This design comes from an exercise in tuning for small area, a short achievable clock period and few clock cycles per item on the open sky130 flow, not from production work. In this exercise RTL edits were held to simulation tests only and were not proved equivalent to the original. Power figures rest on the tool's default switching activity, not on a simulated workload.

[design/flow/config.mk]
export PLATFORM = sky130hd
export DESIGN_NAME = gru_neuron
export DESIGN_NICKNAME = gru_neuron
export VERILOG_FILES = /design/flow/design.v
export SDC_FILE = /design/flow/constraint.sdc
export NUM_CORES = 4
export LEC_CHECK = 0
export CAP_MARGIN = 20
export CORE_MARGIN = 2
export CORE_UTILIZATION = 40
export PLACE_DENSITY = 0.6
export SLEW_MARGIN = 20
[design/flow/constraint.sdc]
create_clock -name core_clock -period 8.5 [get_ports {clk}]
set_input_delay 1.7000 -clock core_clock [delete_from_list [all_inputs] [get_ports {clk}]]
set_output_delay 1.7000 -clock core_clock [all_outputs]
set_load 0.01 [all_outputs]
[design/flow/design.v]
`timescale 1ns/1ps
module mul2(en,a,b,q);
input en;
input [1:0] a,b;
output reg [3:0] q;
always@(*)
begin
 q[0]=a[0]&b[0];
 q[1]=(a[1]&b[0])^(a[0]&b[1]);
q[2]=((a[1]&b[0])&(a[0]&b[1]))^(a[1]&b[1]);
q[3]=(a[1]&b[1])&((a[1]&b[0])&(a[0]&b[1]));
end
endmodule
module mul4(en,a,b,q);
input en;
input [3:0] a,b;
output reg [7:0] q;
wire [3:0] q0,q1,q2,q3;
wire cs1,cs2,cs3,cs4;
assign cs1=1'b1;
assign cs2=1'b1;
assign cs3=1'b1;
assign cs4=1'b1;
mul2 m1(cs1,a[1:0],b[1:0],q0[3:0]);
mul2 m2(cs2,a[3:2],b[1:0],q1[3:0]);
mul2 m3(cs3,a[1:0],b[3:2],q2[3:0]);
mul2 m4(cs4,a[3:2],b[3:2],q3[3:0]);
always@(*)
begin
 q[1:0]=q0[1:0];
 q[7:2]=({2'b00,q0[3:2]}+q1[3:0])+({2'b00,q2[3:0]}+{q3[3:0],2'b00});
end
endmodule
module mul8(en,a,b,q);
input en;
input [7:0] a,b;
output reg [15:0] q;
wire [7:0] q0,q1,q2,q3;
wire cs1,cs2,cs3,cs4;
assign cs1=1'b1;
assign cs2=1'b1;
assign cs3=1'b1;
assign cs4=1'b1;
mul4 m5(cs1,a[3:0],b[3:0],q0[7:0]);
mul4 m6(cs2,a[7:4],b[3:0],q1[7:0]);
mul4 m7(cs3,a[3:0],b[7:4],q2[7:0]);
mul4 m8(cs4,a[7:4],b[7:4],q3[7:0]);
always@(*)
begin
 q[3:0]=q0[3:0];
q[15:4]=({4'b0000,q0[7:4]}+q1[7:0])+({4'b0000,q2[7:0]}+{q3[7:0],4'b0000});
end
endmodule
module mul16(en,a,b,q);
input en;
input [15:0] a,b;
output reg [31:0] q;
wire [15:0] q0,q1,q2,q3;
wire cs1,cs2,cs3,cs4;
assign cs1=1'b1;
assign cs2=1'b1;
assign cs3=1'b1;
assign cs4=1'b1;
mul8 m9(cs1,a[7:0],b[7:0],q0[15:0]);
mul8 m10(cs2,a[15:8],b[7:0],q1[15:0]);
mul8 m11(cs3,a[7:0],b[15:8],q2[15:0]);
mul8 m12(cs4,a[15:8],b[15:8],q3[15:0]);
always@(*)
begin
 q[7:0]=q0[7:0];
 q[31:8]=({8'b00000000,q0[15:8]}+q1[15:0])+({8'b00000000,q2[15:0]}+{q3[15:0],8'b00000000});
end
endmodule
module multi(en,x,y,product);
input en;
input [15:0] x,y;
output reg [15:0] product;
wire [31:0] q;
wire [15:0] p0,p1;
reg sign;
reg [27:0] result;
wire cs;
assign cs=1'b1;
assign p0={1'b0,x[14:0]};
assign p1={1'b0,y[14:0]};
  mul16 m13(cs,p0,p1,q[31:0]);
always@(*)
begin
result[27:0] = q[27:0];
 sign = x[15] ^ y[15];
 product[14:12]= result[26:24];
 product[11:0] = result[23:12];
 product[15] =sign;
end
endmodule
module addq(
input en,
input [15:0]x,y,
output reg [15:0] sum
);
reg [15:0] op1,op2;
reg cout;
always@(*)
begin
    sum=16'b0;
cout=0;
    op1=x;
    op2=y;
    	if(x[15]==1'b1)
      	op1=16'd0-{1'b0,x[14:0]};
	else
	op1=op1;
    	if(y[15]==1'b1)
      	op2=16'd0-{1'b0,y[14:0]};
	else
	op2=op2;
 {cout,sum}=op1+op2;
  	if(sum[15]==1'b1)
    	sum={1'b1,~sum[14:0]+1'b1};
	else
	sum=sum;
end
endmodule
`timescale 1ns/1ps
module sigmoidfn(
  input [15:0] y,
  output reg [15:0] Out
);
  reg [15:0] x,out,a,b,c;
  reg z;
always@(*)
begin
            a=16'd0;
            b=16'd0;
            c=16'd0;
            case(y[15])
              1:begin
                      z=1;
                      x={1'b0,y[14:0]};
              end
              default:begin
                      z=0;
                      x={y[15:0]};
              end
        	endcase
            if(x>=16'b0101000000000000)
             begin
                    out=16'b0001000000000000;
             end
            else if(x>=16'b0010011000000000 && x<16'b0101000000000000)
             begin
                    a=x>>5;
                    out=((a)+ (16'b0000110110000000));
             end
            else if(x>=16'b0001000000000000 && x<16'b0010011000000000)
             begin
                    b=x>>3;
                    out=(b) + 16'b0000101000000000;
             end
            else
             begin
                    c=x>>2;
                    out=(c) + 16'b0000100000000000;
             end
          case(z)
            1:begin
                out=(~out)+1'b1;
                out=16'b0001000000000000+out;
              end
            default:begin
                out=out;
              end
          endcase
          Out=out;
end
endmodule
`timescale 1ns/1ps
module gru_neuron(
  input             clk,
  input             rst,
  input             in_valid,
  output            in_ready,
  input      [15:0] in_a,
  input      [15:0] in_b,
  input             in_last,
  output reg        out_valid,
  output reg [15:0] out_sum,
  output reg [15:0] out_sig
);
  localparam S_IDLE = 2'd0, S_MUL = 2'd1, S_ADD = 2'd2, S_ACT = 2'd3;
  reg [1:0]  state;
  reg [15:0] data_a, data_b, fprod1, acc;
  reg        last;
  wire [15:0] fprod, fadd, sig;
  multi     mul (1'b1, data_a, data_b, fprod);
  addq      add (1'b1, fprod1, acc, fadd);
  sigmoidfn act (acc, sig);
  assign in_ready = (state == S_IDLE);
  always @(posedge clk) begin
    if (rst) begin
      state     <= S_IDLE;
      acc       <= 16'd0;
      out_valid <= 1'b0;
    end else begin
      out_valid <= 1'b0;
      case (state)
        S_IDLE: if (in_valid) begin
          data_a <= in_a;
          data_b <= in_b;
          last   <= in_last;
          state  <= S_MUL;
        end
        S_MUL: begin
          fprod1 <= fprod;
          state  <= S_ADD;
        end
        S_ADD: begin
          acc   <= fadd;
          state <= last ? S_ACT : S_IDLE;
        end
        S_ACT: begin
          out_sum   <= acc;
          out_sig   <= sig;
          out_valid <= 1'b1;
          acc       <= 16'd0;
          state     <= S_IDLE;
        end
      endcase
    end
  end
endmodule
[design/flow/run.sh]
#!/bin/bash
# synth_recipe.tcl (not shown) runs the flow's synth.tcl, then flattens the netlist and writes it again
# the make line also repeats each setting of config.mk as NAME=value (left out here)
make -C /OpenROAD-flow-scripts/flow DESIGN_CONFIG=/design/flow/config.mk WORK_HOME=/design/flow/orfs CLKGATE_MAP_FILE= SYNTH_SCRIPT=/design/flow/synth_recipe.tcl finish
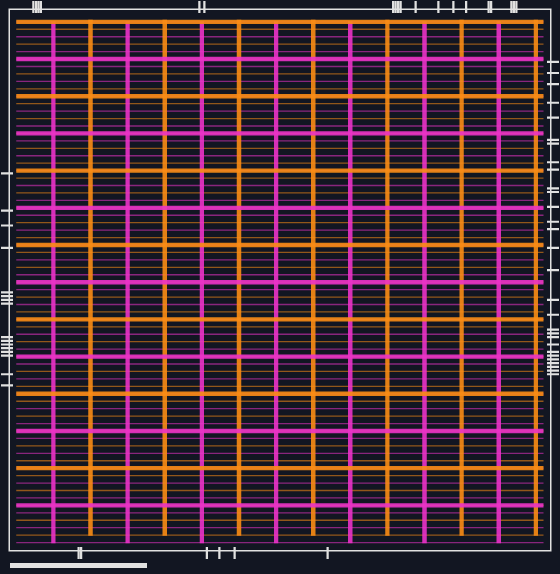
(floorplan with the power grid)
The bar under the picture is 50 microns long. Pins as bars on the die edge.
- orange: VDD
- magenta: VSS
- met4 straps: 14
- rows: 70
- signal pins: 70
VDD IR max: 0.257 mV
area of the core: 36,700 sq um

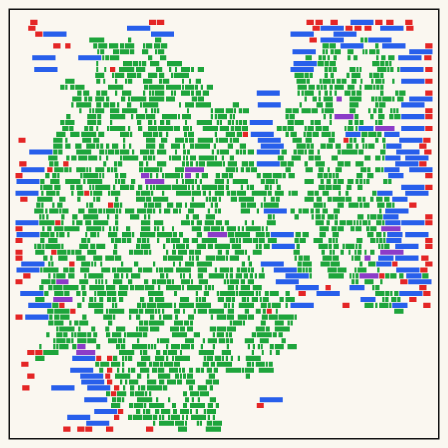
(placement by cell class)
- red: remaining buffers and delay cells (cells 95)
- purple: clock drivers and dummy loads (cells 16)
- green: remaining logic cells (cells 1,517)
- blue: registers (cells 100)
Seq/total area: 0.170
post-route cell area: 16,600 sq um

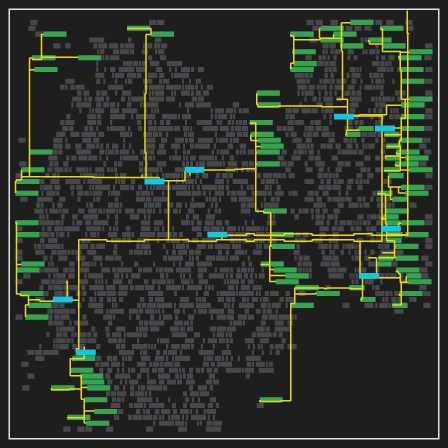
(routed clock nets over the placement)
- yellow: clock wires (length 1,740 microns)
- green: flip-flops (count 100)
- cyan: clock-net drivers (count 9)
- routed clock nets: 10
- flops lie: all over the die
Worst Skew: 0.0149 ns
Clock Power Share: 0.086
clk latency of the worst-skew pair: 0.38 ns

==> run summary <==
* Status: finished clean
* TritonCTS Buffers at 9
* CTS tree: built
* Clock sinks at 100
* Placer Congestion at between 0.8 and 0.9
* Finish-stage setup viols at 0
* Starting Density at 0.408
* Cell mode on critical path: ha_1
* Final WS setup at 0.574 ns
* Setup tns final at 0 ns
* Dpl cells at ~2,200
* Primary FF master, synth: edfxtp_1
* DR vias/cell at 4.95
* Setup crit end kind: flip-flop
* Fraction of the cycle the final worst path needs at 0.933
* Max incr delay on CP at about 0.54 ns
* Die width at around 200 microns
* Slew Limit Fails at 0
* Vias at 10,900
* Clk slew on worst S/H paths at 0.08 ns
* Worst hold path class: flip-flop to flip-flop
* Nets at 2,128
* Leak at ~0.0084 uW
* IO Count at 70
* Slowest-stage cell, CP: fa_1
* Commonest non-fill, non-tap cells in the layout: inv_1, ha_1, and2_1, nand2_1, xnor2_1
* Yosys top cell area share at 0.223
* CP Data Required Time at about 8.6 ns
* Port buffer count at slightly below 70
* Total track usage at 0.178
* Layout cell share with drive strength beyond 1 at 0.0411
* Post-route ant nets at 0
* Syn Nets at 2,076
* Largest cells by area after synthesis: ha_1, edfxtp_1, fa_1, inv_1, and2_1
* Power per cell area at 321 nW/um^2
* Initial antenna violation count at 0
* CP Data Arrival Time at 8.06 ns
* Vias in the first global route at 11,400
* Area leader, netlist: ha_1
* Largest net degree at the start of global routing at 33
* Worst slew margin at 0.294
* CTS root buffer: clkbuf_16
* Startpoint types: flip-flop
* HPWL Detailed at 26.2 mm
* DRC Markers at 0
* Syn-to-layout area delta at 10.8%
* Site row count at 70
* Asr flop ratio synth at 0
* H-Tree Depth at 3
* Final Critical Period at 7.93 ns
* Post-synth EDFFs at 81
* Max Cap Viol at 0
* Hold Violations, Final at 0
* Number of diodes at 0
* CP Class: flip-flop to flip-flop
* Synth Register Bits at 100
* Max Freq at around 130 MHz
* Most common cell after layout, fill and taps aside: inv_1
* Least-Margin Pin Slew at between 1 and 1.5 ns
* Synthesized area per cell at 8.96 sq um
* Synthesized cell area at approximately 15,000 sq um
* Distinct cell type count after synthesis at 68
* Crit-path max FO at 12
* Fin cells at ~2,200
* Hold slack at 0.539 ns
* Die Y at 197 microns
* Die area at 39,000 sq um
* Sequential share of the synthesized area at 0.188
* DR iter-0 viols at between 400 and 500
* GRT overflow at 0
* DR pass1 iterations at 5
* Syn Inst Count at roughly 1,700
* CTS Buffer Depth at 2
* Total wire length at 32.1 mm
* Place WS at around 0.12 ns
* First-pass GRT wire length at between 50 and 60 mm
* Synth warn at 8
* Wire per inst at around 15 microns
Testbench counts, summed over its fixed seeds: cycles 10,301, items 3,303.
[synthesized netlist by cell type (19+ instances only)]
cell      number
inv_1        296
and2_1       171
a21o_1        46
edfxtp_1      81
nor2_1        41
clkbuf_1      47
fa_1         102
dfxtp_1       19
a21oi_1       84
o21ai_0       55
ha_1         267
xor2_1        58
xnor2_1      104
nand2_1      107
nand3_1       20
[critical path, delay by kind of cell (launching register included)]
kind	cells	cell delay, ns
fa+ha+maj	8	3.04
compound gates	15	2.66
simple gates	6	0.80
xor+xnor	4	0.52
flops	1	0.39
buf+inv	3	0.26
[cell type report]
type | count | area [sq um]
tap | 468 | 586
timing repair buffer | 95 | 886
inverter | 296 | 1110
sequential | 100 | 2810
clock buffer | 9 | 225
fill | 3510 | 20100
clock inverter | 7 | 93.8
multi-input combinational | 1221 | 10900
[report_power, final]
| part | switching [uW] | internal (uW) |
|---|---|---|
| clock network | 219 | 237 |
| logic | 2220 | 1770 |
| registers | 81.4 | 791 |
[worst paths after layout]
path	start	endpoint	slack, ns	cells after the start
min reg2reg	acc[1]	out_sum[1]	0.54	0
max reg2reg	data_a[1]	fprod1[14]	0.57	36
max	data_a[1]	fprod1[14]	0.57	36
min	acc[1]	out_sum[1]	0.54	0
[metrics by stage]
step / area (sq um) / utilization / power (uW)
floorplan: 15000 / - / 3970
global placement: 16200 / 0.442 / 4700
detailed placement: 16200 / 0.442 / 4790
CTS: 16500 / 0.451 / 5280
global route: 16600 / 0.452 / 6010
finish: 16600 / 0.452 / 5320
[per-layer routing]
| metal | wire length (microns) | part of all wire | GRT usage | vias to the layer above |
|---|---|---|---|---|
| met5 | 0 | 0 | 0 | - |
| met4 | 673 | 0.021 | 0.0507 | 0 |
| met3 | 878 | 0.027 | 0.0237 | 33 |
| met2 | 15100 | 0.47 | 0.312 | 134 |
| met1 | 15500 | 0.48 | 0.229 | 5133 |
| li1 | - | - | - | 5575 |
[cells by family (layout without fill, tap and decap cells)]
logic type / after synthesis / count (layout) / share of synthesized area
adders and majority gates: 369 / 369 / 0.360
AOI/OAI and AO/OA: 266 / 266 / 0.114
xor gates and xnor gates: 163 / 163 / 0.0959
buffers and inverters: 350 / 407 / 0.0887
DFF: 100 / 100 / 0.188
muxes: 5 / 5 / 0.00351
other: 1 / 1 / 0.000251
and+or+nand+nor: 417 / 417 / 0.150
[registers in the layout, summed over array words and instances (netlist names)]
register	count
acc	16
data_a	16
data_b	16
fprod1	16
out_sig	16
out_sum	16
state	2
last	1
out_valid	1
[repair_timing]
action / CTS / global route
hold buffers: 0 / 0
gates resized for setup: 0 / 10
endpoints found under the setup margin: 0 / 6
setup buffers: 0 / 1

-- port drivers added, routing unchanged --
In the flow no input, the clock included, has a driving cell. The finished layout below was timed again as built, in two steps. Step 1 assumes that a clkbuf_16 drives the clock port and a buf_2 every other input. Step 2 adds t to the input delays and takes it off the output delays; t is the mean of the earliest and latest rising clock arrival at the registers after step 1. Input paths then give back, and output paths get back, about the clock's delay inside the block. Three values: ideal, step 1, step 2; two values: the first two.
t (ns): 0.434
setup slack, ns: 0.574 / 0.574 / 0.574
worst setup path at the end: register to register
cell pins on the clock port's net: 1
After both steps this run still meets setup and hold. The setup slack of this run moves by 0.000 ns with the drivers and by 0.000 ns with both steps.
